Source: an optimization exercise on an open RTL-to-GDS flow (aim: small area, a short achievable clock period and few clock cycles per item). Production flows keep margins and buffers that such runs may drop. Only simulation tests tie the RTL to the original design; equivalence was not proved.

$ cat run.sh
#!/bin/bash
# synth_recipe.tcl (not shown) runs the flow's synth.tcl, then flattens the netlist and writes it again
# the make line also repeats each setting of config.mk as NAME=value (left out here)
make -C /OpenROAD-flow-scripts/flow DESIGN_CONFIG=/design/flow/config.mk WORK_HOME=/design/flow/orfs CLKGATE_MAP_FILE= SYNTH_SCRIPT=/design/flow/synth_recipe.tcl finish
$ cat config.mk
export PLATFORM = sky130hd
export DESIGN_NAME = calculateChoquet
export DESIGN_NICKNAME = calculateChoquet
export VERILOG_FILES = /design/flow/design.v
export SDC_FILE = /design/flow/constraint.sdc
export NUM_CORES = 4
export LEC_CHECK = 0
export CAP_MARGIN = 20
export CORE_MARGIN = 2
export CORE_UTILIZATION = 40
export SLEW_MARGIN = 20
$ cat constraint.sdc
create_clock -name core_clock -period 12.0 [get_ports {clk}]
set_input_delay 2.4000 -clock core_clock [delete_from_list [all_inputs] [get_ports {clk}]]
set_output_delay 2.4000 -clock core_clock [all_outputs]
set_load 0.01 [all_outputs]
$ cat design.v
module calculateChoquet
#(
    parameter n=4,                   
    parameter index_sum = 2**n       
)
(
    input                           clk             ,
    input                           rst_n           ,
    input           [19:0]          measure         , 
    input           [19:0]          s1              , 
    input                           measure_ready   ,
    input                           s1_ready        ,
    output  reg                     phase1          ,
    output  reg     [39:0]          result          ,
    output                          result_val      
);
    reg   [19:0] s1_reg[0:n]                      ;
    reg   [19:0] measure_reg[0:index_sum -1]      ;
    reg [4:0]   k;    
    reg [3:0]   p;     
    always@(posedge clk ) 
        if(rst_n == 1'b0)
            k <= 5'd0;
        else if(measure_ready==1'b1) begin
            measure_reg[k] <= measure;
            k <= k+5'd1;
        end
        else k <= 5'd0;
    reg  sort_flag;
    always@(posedge clk ) 
        if(rst_n == 1'b0) begin  
            p <= 4'd0;
            sort_flag <= 1'b0;
        end
        else if(s1_ready == 1)begin  
            s1_reg[p] <= s1;
            p <= p + 4'd1;
        end
        else if(p==n+1) begin
            sort_flag <= 1'b1;
            p <= 4'd0;
        end
        else begin
            sort_flag <= 1'b0;
            p <= 4'd0;
        end
    reg sort;
    reg [2:0]sort_state;
    reg flag_next1;
    reg   [22:0] s2_key[0:n];
    reg   [2:0]  sort_index;
    wire  [22:0] s1_key = {s1_reg[sort_index], sort_index};
    always@(posedge clk ) 
        if(rst_n == 1'b0) begin  
            sort <= 1'b0;
            sort_state <= 3'b0;
            sort_index <= 3'd1;
            flag_next1 <= 1'b0;
        end
        else if(sort_flag == 1'b1) begin
            sort <= 1'b1;
            sort_state <= 3'b0;
            sort_index <= 3'd1;
            s2_key[0] <= 23'd0;
            s2_key[1] <= 23'h7FFFFF;
            s2_key[2] <= 23'h7FFFFF;
            s2_key[3] <= 23'h7FFFFF;
            s2_key[4] <= 23'h7FFFFF;
        end
        else if(sort == 1'b1) begin           
            if(sort_index == 3'd4)
                sort_index <= 3'd1;
            else
                sort_index <= sort_index + 3'd1;
            case(sort_state)
                3'd0: begin
                        if(s1_key < s2_key[1])
                            s2_key[1] <= s1_key;
                        if(sort_index == 3'd4)
                            sort_state <= 3'd1;
                   end
                3'd1: begin
                       if(s1_key < s2_key[2] && s1_key > s2_key[1])
                           s2_key[2] <= s1_key;
                       if(sort_index == 3'd4)
                           sort_state <= 3'd2;
                  end            
                3'd2: begin
                     if(s1_key < s2_key[3] && s1_key > s2_key[1] && s1_key > s2_key[2])
                         s2_key[3] <= s1_key;
                     if(sort_index == 3'd4)
                         sort_state <= 3'd3;
                end
                3'd3: begin
                     if(s1_key < s2_key[4] && s1_key > s2_key[1] && s1_key > s2_key[2] && s1_key > s2_key[3])
                         s2_key[4] <= s1_key;
                     if(sort_index == 3'd4) begin
                         sort_state <= 3'd0;
                         sort <= 1'b0;
                         flag_next1 <= 1'b1;
                     end
                end 
                default: begin
                end   
            endcase
        end
        else flag_next1 <= 1'b0;
    reg   [19:0] s_buf[0:n];  
    reg   [19:0] s_buf_u[0:n];
    reg   [2:0]  s_pos[0:n];
    reg   [19:0] measure_buf[0:index_sum -1]; 
    integer   buf_i;
    integer   buf_j;
    integer   buf_k;
    reg [2:0] con_state1;
    reg  flag;
    always@(posedge clk ) begin
        if(rst_n == 1'b0) begin
            phase1 <= 1'b0;
            flag <= 1'b0;
        end
        else if(flag_next1 == 1'b1)begin
            for(buf_i=0;buf_i<index_sum;buf_i=buf_i+1)begin
                measure_buf[buf_i] <= measure_reg[buf_i];
            end
            for(buf_j=0;buf_j<=n;buf_j=buf_j+1)begin
                s_buf[buf_j] <= s2_key[buf_j][22:3];
                s_pos[buf_j] <= s2_key[buf_j][2:0];
            end
            for(buf_k=0;buf_k<=n;buf_k=buf_k+1)begin
                s_buf_u[buf_k] <= s1_reg[buf_k];
            end         
            flag <= 1'b1;
        end
        else if(con_state1 == 3'd0 &&  flag == 1'b1) begin
            phase1 <= 1'b1;
            flag <= 1'b0;
        end
        else   phase1 <= 1'b0;
    end
    integer   i;   
    integer   j; 
    reg [3:0] index[1:n];
    reg [10:0] measure_index_buffer[1:n];   
    reg   [12:0] measure_index_reg[0:index_sum -1];
    reg   [2:0] m1;
    reg  [19:0] result_measure[1:n];
    reg  [39:0] result_buffer[1:n];
    reg [2:0] measure_index_1[1:4];
    reg [2:0] measure_index_2[1:4];
    reg [2:0] measure_index_3[1:4];
    reg [2:0] measure_index_4[1:4];
    reg [2:0] measure_index_5[1:4];
    reg [2:0] measure_index_6[1:4];
    reg [2:0] measure_index_7[1:4];
    reg [2:0] measure_index_8[1:4];
    reg [2:0] measure_index_9[1:4];
    reg [2:0] measure_index_10[1:4];
    integer   t;
    integer   r;
    integer   z;
    reg measure_index_start;
    reg flag_start;
    reg [2:0]state_measure;
    reg          flag_mul;
    reg          result_val1;
    assign result_val = result_val1;
    always@ (posedge clk) begin	
        if(rst_n == 1'b0) begin          
           measure_index_reg[5]  <= 13'd0;
           measure_index_reg[6]  <= 13'd0;
           measure_index_reg[7]  <= 13'd0;
           measure_index_reg[8]  <= 13'd0;
           measure_index_reg[9]  <= 13'd0;
           measure_index_reg[10] <= 13'd0;
           measure_index_reg[11] <= 13'd0;
           measure_index_reg[12] <= 13'd0;
           measure_index_reg[13] <= 13'd0;
           measure_index_reg[14] <= 13'd0; 
           flag_start <= 1'b0;
           state_measure <= 3'd0;
           flag_mul <= 1'b0;
        end
        else if(measure_index_start)begin
                measure_index_reg[0]  <= 13'd0;        
                measure_index_reg[1]  <= 13'd1;        
                measure_index_reg[2]  <= 13'd2;        
                measure_index_reg[3]  <= 13'd3;        
                measure_index_reg[4]  <= 13'd4;        
                measure_index_reg[15] <= 13'd1234;     
                for(m1=1;m1<=n;m1=m1+1) begin
                    if(index[m1] == 1 || index[m1] == 2) 
                        measure_index_1[m1] <= index[m1];
                    else measure_index_1[m1] <= 0 ;
                    if(index[m1] == 1 || index[m1] == 3) 
                        measure_index_2[m1] <= index[m1];
                    else measure_index_2[m1] <= 0 ;
                    if(index[m1] == 1 || index[m1] == 4) 
                        measure_index_3[m1] <= index[m1];
                    else measure_index_3[m1] <= 0;
                    if(index[m1] == 2 || index[m1] == 3) 
                        measure_index_4[m1] <= index[m1];
                    else measure_index_4[m1] <= 0;
                    if(index[m1] == 2 || index[m1] == 4) 
                        measure_index_5[m1] <= index[m1];
                    else measure_index_5[m1] <= 0;
                    if(index[m1] == 3 || index[m1] == 4) 
                        measure_index_6[m1] <= index[m1];
                    else measure_index_6[m1] <= 0;
                    if(index[m1] == 1 || index[m1] == 2 || index[m1] == 3) 
                         measure_index_7[m1] <= index[m1];
                    else measure_index_7[m1] <= 0;
                    if(index[m1] == 1 || index[m1] == 2 || index[m1] == 4) 
                         measure_index_8[m1] <= index[m1];
                    else measure_index_8[m1] <= 0;
                    if(index[m1] == 1 || index[m1] == 3 || index[m1] == 4) 
                         measure_index_9[m1] <= index[m1];
                    else measure_index_9[m1] <= 0;
                    if(index[m1] == 2 || index[m1] == 3 || index[m1] == 4) 
                         measure_index_10[m1] <= index[m1];
                    else measure_index_10[m1] <= 0;
                end
                flag_start <= 1'b1;
        end
        else if(flag_start) begin
            case(state_measure)
                3'd0:begin
                        measure_index_reg[5] <=  measure_index_1[1] ;
                        measure_index_reg[6] <=  measure_index_2[1] ;
                        measure_index_reg[7] <=  measure_index_3[1] ;
                        measure_index_reg[8] <=  measure_index_4[1] ;
                        measure_index_reg[9] <=  measure_index_5[1] ;
                        measure_index_reg[10] <= measure_index_6[1] ;
                        measure_index_reg[11] <= measure_index_7[1] ;
                        measure_index_reg[12] <= measure_index_8[1] ;
                        measure_index_reg[13] <= measure_index_9[1] ;
                        measure_index_reg[14] <= measure_index_10[1];
                        state_measure <= state_measure + 3'd1;
                     end
                3'd1: begin
                        if(measure_index_1[2] != 0) begin
                            measure_index_reg[5] <=  measure_index_reg[5]  * 13'd10 + measure_index_1 [2];
                        end else;
                        if(measure_index_2[2] != 0) begin
                            measure_index_reg[6] <=  measure_index_reg[6]  * 13'd10 + measure_index_2 [2];
                        end else;
                        if(measure_index_3[2] != 0) begin
                            measure_index_reg[7] <=  measure_index_reg[7]  * 13'd10 + measure_index_3 [2];
                        end else;
                        if(measure_index_4[2] != 0) begin
                            measure_index_reg[8] <=  measure_index_reg[8]  * 13'd10 + measure_index_4 [2];
                        end else;
                        if(measure_index_5[2] != 0) begin
                            measure_index_reg[9] <=  measure_index_reg[9]  * 13'd10 + measure_index_5 [2];
                        end else;
                        if(measure_index_6[2] != 0) begin
                            measure_index_reg[10] <= measure_index_reg[10] * 13'd10 + measure_index_6 [2];
                        end else;
                        if(measure_index_7[2] != 0) begin
                            measure_index_reg[11] <= measure_index_reg[11] * 13'd10 + measure_index_7 [2];
                        end else;
                        if(measure_index_8[2] != 0) begin
                            measure_index_reg[12] <= measure_index_reg[12] * 13'd10 + measure_index_8 [2];
                        end else;
                        if(measure_index_9[2] != 0) begin
                            measure_index_reg[13] <= measure_index_reg[13] * 13'd10 + measure_index_9 [2];
                        end else;
                        if(measure_index_10[2] != 0) begin
                            measure_index_reg[14] <= measure_index_reg[14] * 13'd10 + measure_index_10[2];
                        end else;
                        state_measure <= state_measure + 3'd1;
                      end
                3'd2: begin
                        if(measure_index_1[3] != 0) begin
                            measure_index_reg[5] <=  measure_index_reg[5]  * 13'd10 + measure_index_1 [3];
                        end else;
                        if(measure_index_2[3] != 0) begin
                            measure_index_reg[6] <=  measure_index_reg[6]  * 13'd10 + measure_index_2 [3];
                        end else;
                        if(measure_index_3[3] != 0) begin
                            measure_index_reg[7] <=  measure_index_reg[7]  * 13'd10 + measure_index_3 [3];
                        end else;
                        if(measure_index_4[3] != 0) begin
                            measure_index_reg[8] <=  measure_index_reg[8]  * 13'd10 + measure_index_4 [3];
                        end else;
                        if(measure_index_5[3] != 0) begin
                            measure_index_reg[9] <=  measure_index_reg[9]  * 13'd10 + measure_index_5 [3];
                        end else;
                        if(measure_index_6[3] != 0) begin
                            measure_index_reg[10] <= measure_index_reg[10] * 13'd10 + measure_index_6 [3];
                        end else;
                        if(measure_index_7[3] != 0) begin
                            measure_index_reg[11] <= measure_index_reg[11] * 13'd10 + measure_index_7 [3];
                        end else;
                        if(measure_index_8[3] != 0) begin
                            measure_index_reg[12] <= measure_index_reg[12] * 13'd10 + measure_index_8 [3];
                        end else;
                        if(measure_index_9[3] != 0) begin
                            measure_index_reg[13] <= measure_index_reg[13] * 13'd10 + measure_index_9 [3];
                        end else;
                        if(measure_index_10[3] != 0) begin
                            measure_index_reg[14] <= measure_index_reg[14] * 13'd10 + measure_index_10[3];
                        end else;
                        state_measure <= state_measure + 3'd1;
                    end
                3'd3: begin
                        if(measure_index_1[4] != 0) begin
                            measure_index_reg[5] <=  measure_index_reg[5]  * 13'd10 + measure_index_1 [4];
                        end else;
                        if(measure_index_2[4] != 0) begin
                            measure_index_reg[6] <=  measure_index_reg[6]  * 13'd10 + measure_index_2 [4];
                        end else;
                        if(measure_index_3[4] != 0) begin
                            measure_index_reg[7] <=  measure_index_reg[7]  * 13'd10 + measure_index_3 [4];
                        end else;
                        if(measure_index_4[4] != 0) begin
                            measure_index_reg[8] <=  measure_index_reg[8]  * 13'd10 + measure_index_4 [4];
                        end else;
                        if(measure_index_5[4] != 0) begin
                            measure_index_reg[9] <=  measure_index_reg[9]  * 13'd10 + measure_index_5 [4];
                        end else;
                        if(measure_index_6[4] != 0) begin
                            measure_index_reg[10] <= measure_index_reg[10] * 13'd10 + measure_index_6 [4];
                        end else;
                        if(measure_index_7[4] != 0) begin
                            measure_index_reg[11] <= measure_index_reg[11] * 13'd10 + measure_index_7 [4];
                        end else;
                        if(measure_index_8[4] != 0) begin
                            measure_index_reg[12] <= measure_index_reg[12] * 13'd10 + measure_index_8 [4];
                        end else;
                        if(measure_index_9[4] != 0) begin
                            measure_index_reg[13] <= measure_index_reg[13] * 13'd10 + measure_index_9 [4];
                        end else;
                        if(measure_index_10[4] != 0) begin
                            measure_index_reg[14] <= measure_index_reg[14] * 13'd10 + measure_index_10[4];
                        end else;
                        state_measure <= state_measure + 3'd1;
                    end
                3'd4:begin
                        state_measure <= 3'd0;
                        flag_start <= 1'b0;
                        flag_mul <= 1'b1;
                     end
                default:begin
                        end
            endcase
        end
        else  flag_mul <= 1'b0;
    end
    always@(posedge clk)  begin
        if(rst_n == 1'b0) begin              
            con_state1 <= 3'd0; 
            result_val1 <= 1'b0;   
            result <= 0;   
            z <= 1;
            measure_index_start <= 1'b0;
        end
        else if(phase1 == 1'b1 ) begin
            con_state1 <= 3'd1;
        end
		else begin         
            case(con_state1)
                3'd0:begin
                        result_val1 <= 1'b0; 
                        result<= 40'd0;
                        z <= 1;                        
                     end
                3'd1:begin
                        for(i=1;i<n+1;i=i+1) begin
                            index[i] = {1'b0, s_pos[i]};
                        end
                        measure_index_start <= 1'b1;
                        con_state1 <= 3'd2;                                          
                   end
                3'd2:begin                                                                     
                        measure_index_start <= 1'b0;
                        if(flag_mul)begin
                            measure_index_buffer[1] <= 11'd1234;
                            measure_index_buffer[2] <= index[2]*11'd100+index[3]*11'd10+index[4];
                            measure_index_buffer[3] <= index[3]*11'd10+index[4];
                            measure_index_buffer[4] <= index[4];                       
                            con_state1 <= 3'd3; 
                        end else ;
                    end
                3'd3:begin
                        result_measure[1] <= measure_buf[15];
                        for(t=2;t<=n;t=t+1) begin
                            for(r=1;r<index_sum-1;r=r+1) begin
                                if(measure_index_buffer[t] == measure_index_reg[r])
                                     result_measure[t] <= measure_buf[r];
                            end
                        end
                        con_state1 <= 3'd4;
                     end
                3'd4:begin
                        for(t=1;t<=n;t=t+1)begin
                            result_buffer[t] <= (s_buf[t] - s_buf[t-1])*result_measure[t];
                        end
                        con_state1 <= 3'd5;
                     end
                3'd5:begin
                        result <= result + result_buffer[z];  
                        z <= z+1;
	       			    if(z == n) begin
                            result_val1 <= 1'b1;
                            con_state1 <= 3'd0;
	       	            end 
	       	            else    con_state1 <= con_state1;           
                     end
                default: begin
	       			     end
            endcase   
        end
    end
endmodule
registers.png
(1 px per µm) Other sequential cells in the stronger grey, the rest of the logic in the fainter grey.
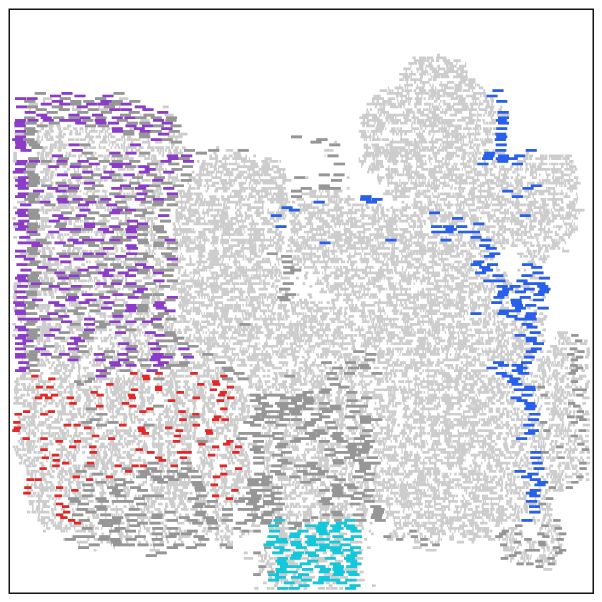
Red stands for `measure_index_reg`, sequential cells 130, where bottom left. Cyan stands for `s1_reg`, sequential cells 100, where bottom middle. Blue stands for `result_buffer`, sequential cells 160. Purple stands for `measure_reg`, sequential cells 300.
Another 818 sequential cells are not coloured.

pins.png
(0.5 px per µm) Pins as bars across the die edge, other pins in grey.
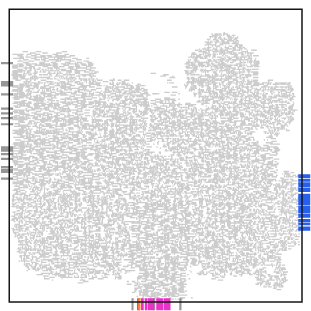
Magenta stands for `s1`, pins 20, direction input, edge bottom. Blue stands for `result`, pins 40, direction output, edge right. Orange stands for `s1_ready`, pins 1, direction input, edge bottom.
All pins by edge: 40 right, 24 bottom, 22 left.

==> metrics.md <==
| Metric | Value |
|---|---|
| Initial antenna violation count | 28 |
| Number of flops mapped to enable cells by yosys | 1275 |
| Synthesized area divided by synthesized cell count | 10.4 µm² |
| Class of the tightest hold or removal check | reg2reg |
| Critical path type | reg2reg |
| Fraction of final layout cells with drive strength greater than 1 | 5.52% |
| Source-to-sink clock delay at the later pin of the worst-skew pair | 0.90 ns |
| Floorplan die height | 582 µm |
| Worst Skew | 0.117 ns |
| Transition time of the tightest slew-check pin | 1.23 ns |
| Layout overhead on the synthesized area | 9.08% |
| Max-slew violations | 0 |
| Area fraction of the dominant cell type after synthesis | 28.6% |
| CTS tree | done |
| Synth area leaders | sky130_fd_sc_hd__edfxtp_1 29%, sky130_fd_sc_hd__fa_1 24%, sky130_fd_sc_hd__ha_1 7.9% |
| DRT met1 WL | 168 mm |
| Delay of the slowest cell on the worst path | 1.04 ns |
| Post-route antenna net violation count | 0 |
| Global-route wire length before repair | 587 mm |
| Result of the run | timing/DRC/antenna clean |
| Cell count after synthesis | 12809 |
| Core outline area | 333000 µm² |
| Final critical-path required period | 10.68 ns |
| Die Outline Area | 339000 µm² |
| Async SR Flop Fraction | 0% |
| Part of the cycle the worst path needs | 89.0% |
| Max-capacitance violation count | 0 |
| Fin area | 146000 µm² |
| Arrival time of data at the critical path endpoint | 11.24 ns |
| Die Width | 582 µm |
| Post-synthesis instance area | 134000 µm² |
| Synth unique cells | 92 |
| Dominant register cell in the synthesized netlist | sky130_fd_sc_hd__edfxtp_1 |
| Post-CTS setup-driven buffer insertion count | 0 |
| Post-synthesis sequential element count | 1508 |
| Top Ports | 86 |
| Critical Path Slowest Stage Cell | sky130_fd_sc_hd__edfxtp_1 |
| Setup repair after global routing missed its margin | false |
| Register area share after synthesis | 32.1% |
| Met2 Wirelength | 170 mm |
| CTS root buffer | sky130_fd_sc_hd__clkbuf_16 |
| Detail-routed net length per standard cell | 22.1 µm |
| GRT Util Overall | 22.6% |
| Number of non-filler instances in the completed layout | 17252 |
| Number of clock sinks | 1508 |
| Number of cells in the design after placement | 16941 |
| Worst slew margin relative to its limit | 18.2% |
| Crit path top cell by count | sky130_fd_sc_hd__fa_1 |
| Fmax | 93.6 MHz |
| Post-synth top area cell | sky130_fd_sc_hd__edfxtp_1 |
| Drt initial violations | 7922 |
| Post-cts gate resize count | 0 |
| Worst reg2reg setup slack | 1.32 ns |
| Bufs on Longest Clock Path | 4 |
| Initial DRT Pass Iterations | 9 |
| Post-layout net count | 15254 |
| Total buffers and inverters traversed by the critical path | 6 |
| Vias in the first global route | 94054 |
| Port Buf Inserts | 85 |
| Count of warnings emitted by yosys | 61 |
| Maximum number of pins on one net before global-route repair | 153 |
| Required time at the worst-slack endpoint | 12.56 ns |
| Final hold viol count | 0 |
| Final setup violation count | 0 |
| Total Negative Setup Slacks | 0 ns |
| Startpoint type of the worst setup path | register |
| Fill cell instance count of the final layout | 31542 |
| Detailed-routed wire length on met3 | 30.5 mm |
| Crit path max-delay family | adder cells |
| Initial core utilization | 40.2% |
| Number of standard-cell rows in the floorplan | 212 |
| Sort of element at the end of the critical path | register |
| Highest routed metal layer | met5 |
| Worst hold-check slack | 0.356 ns |
| Count of hold buffers inserted by post-cts repair | 0 |
| # DRC | 0 |
| DP Wirelength | 286 mm |
| Core utilization of the finished layout | 43.8% |
| Via density | 5.32 |
| CTS H-Tree Depth | 4 |
| Gpl congestion | 0.903 |
| Area after DPL | 140000 µm² |
| Gr ovfl total | 0 |
Testbench counts, summed over its fixed seeds: cycles 32,128, items 1,280.
wire_density.png
(0.5 px per µm) The die is cut into 29 by 29 equal tiles; black is low, pale yellow is high, scaled to the fullest tile. Values are wire area over tile area, all layers added.
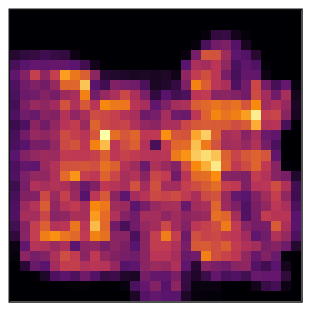
The fullest tile reaches 0.58. 24% of the tiles are over half the peak. The densest ninth of the die: middle. The emptiest ninth of the die: top middle. 23% of the tiles are nearly empty. The mean over all tiles is 0.18.

synth_stat cells, drive strengths merged, types with 24 or more instances:
master / instances
and2: 782
and3: 54
ha: 841
or2: 55
o21bai: 32
a211o: 42
a21o: 148
o211ai: 69
nor2: 480
a21boi: 71
a31oi: 35
nand4: 75
edfxtp: 1275
o21ai: 245
a21oi: 424
nand2b: 92
nor2b: 245
nor3: 107
nor4: 47
fa: 1637
nor3b: 31
inv: 2074
dfxtp: 233
nand2: 1297
xor2: 257
clkbuf: 560
o211a: 34
buf: 50
o22ai: 113
or3: 34
nand3: 205
o21a: 41
a222oi: 49
xnor2: 382
mux2: 24
a41oi: 32
mux2i: 151
a22oi: 92
a211oi: 104
layout make-up:
| cell class | instances | area (µm²) | area share (%) |
|---|---|---|---|
| Multi-Input combinational cell | 8636 | 81400 | 55.7 |
| Antenna cell | 2 | 5.00 | 0.00343 |
| Inverter | 2076 | 7790 | 5.34 |
| Clock buffer | 213 | 4600 | 3.15 |
| Timing Repair Buffer | 336 | 2760 | 1.89 |
| Tap cell | 4387 | 5490 | 3.76 |
| Clock inverter | 94 | 1000 | 0.687 |
| Sequential cell | 1508 | 43000 | 29.4 |
worst register-to-register path, delay by kind of cell, from the launching register on:
kind / cells / cell delay [ns]
simple gates: 4 / 0.79
buf+inv: 6 / 0.67
flops: 1 / 1.04
fa+ha+maj: 9 / 4.11
compound gates: 13 / 3.30
xor+xnor: 2 / 0.50
cells by family (layout without fill, tap and decap cells):
kind of cell | count (synthesis) | in the layout | share of synthesized area (%)
compound gates | 1708 | 1708 | 8.75
buf+inv | 2686 | 2719 | 7.58
flops | 1508 | 1508 | 32.1
xor+xnor | 639 | 639 | 4.18
fa+ha+maj | 2478 | 2478 | 32.4
mux | 195 | 195 | 1.67
other cells | 1 | 24 | 0.00280
simple gates | 3594 | 3594 | 13.4
final timing paths:
path,start,to,depth (start not counted)
max,s_buf[1][3],result_buffer[2][38],34
min,measure_reg[7][18],measure_buf[7][18],0
max reg2reg,s_buf[1][3],result_buffer[2][38],34
min reg2reg,measure_reg[7][18],measure_buf[7][18],0
per-stage QoR:
| stage | setup slack, ns |
|---|---|
| 3_3_place_gp | 1.58 |
| 3_5_place_dp | 1.43 |
| 2_1_floorplan | 2.47 |
| 5_1_grt | 0.627 |
| 6_report | 1.32 |
| 4_1_cts | 1.38 |
cells in the final DEF, fill, tap and decap left out, types with 97 or more instances in the layout:
| master | count |
|---|---|
| sky130_fd_sc_hd__dfxtp_1 | 232 |
| sky130_fd_sc_hd__xor2_1 | 254 |
| sky130_fd_sc_hd__a21oi_1 | 422 |
| sky130_fd_sc_hd__o22ai_1 | 113 |
| sky130_fd_sc_hd__a21o_1 | 148 |
| sky130_fd_sc_hd__buf_4 | 247 |
| sky130_fd_sc_hd__xnor2_1 | 354 |
| sky130_fd_sc_hd__inv_1 | 2057 |
| sky130_fd_sc_hd__a211oi_1 | 101 |
| sky130_fd_sc_hd__nand2_1 | 1297 |
| sky130_fd_sc_hd__and2_1 | 778 |
| sky130_fd_sc_hd__ha_1 | 841 |
| sky130_fd_sc_hd__clkbuf_16 | 176 |
| sky130_fd_sc_hd__edfxtp_1 | 1275 |
| sky130_fd_sc_hd__nor2b_1 | 239 |
| sky130_fd_sc_hd__nor3_1 | 97 |
| sky130_fd_sc_hd__nor2_1 | 476 |
| sky130_fd_sc_hd__o21ai_0 | 162 |
| sky130_fd_sc_hd__nand3_1 | 205 |
| sky130_fd_sc_hd__mux2i_1 | 151 |
| sky130_fd_sc_hd__fa_1 | 1637 |
layer usage:
metal,GRT usage [%],up-vias
met4,6.62,10
met3,4.20,557
met5,0,-
li1,-,41869
met2,35.6,3267
met1,31.6,46085

[separate check: timing with driven ports]
Ports are ideal in the flow. The routed layout listed here was re-timed in OpenROAD. Step 1 assumes that a clkbuf_16 drives the clock port and a buf_2 every other input. Step 2 times the ports against the registers' clock, not the clock port: input delays grow and output delays shrink by t, the midpoint of the rising clock arrivals with the driver on. Three values: ideal ports, drivers, drivers and shift; two values: the first two.
shift t [ns]: 0.942
setup WS [ns]: 1.322 / 1.322 / 1.322
worst setup path at the end: register to register
After both steps setup and hold are still met in this run. For this run, drivers alone change the setup slack by 0.000 ns; drivers and shift together by 0.000 ns.
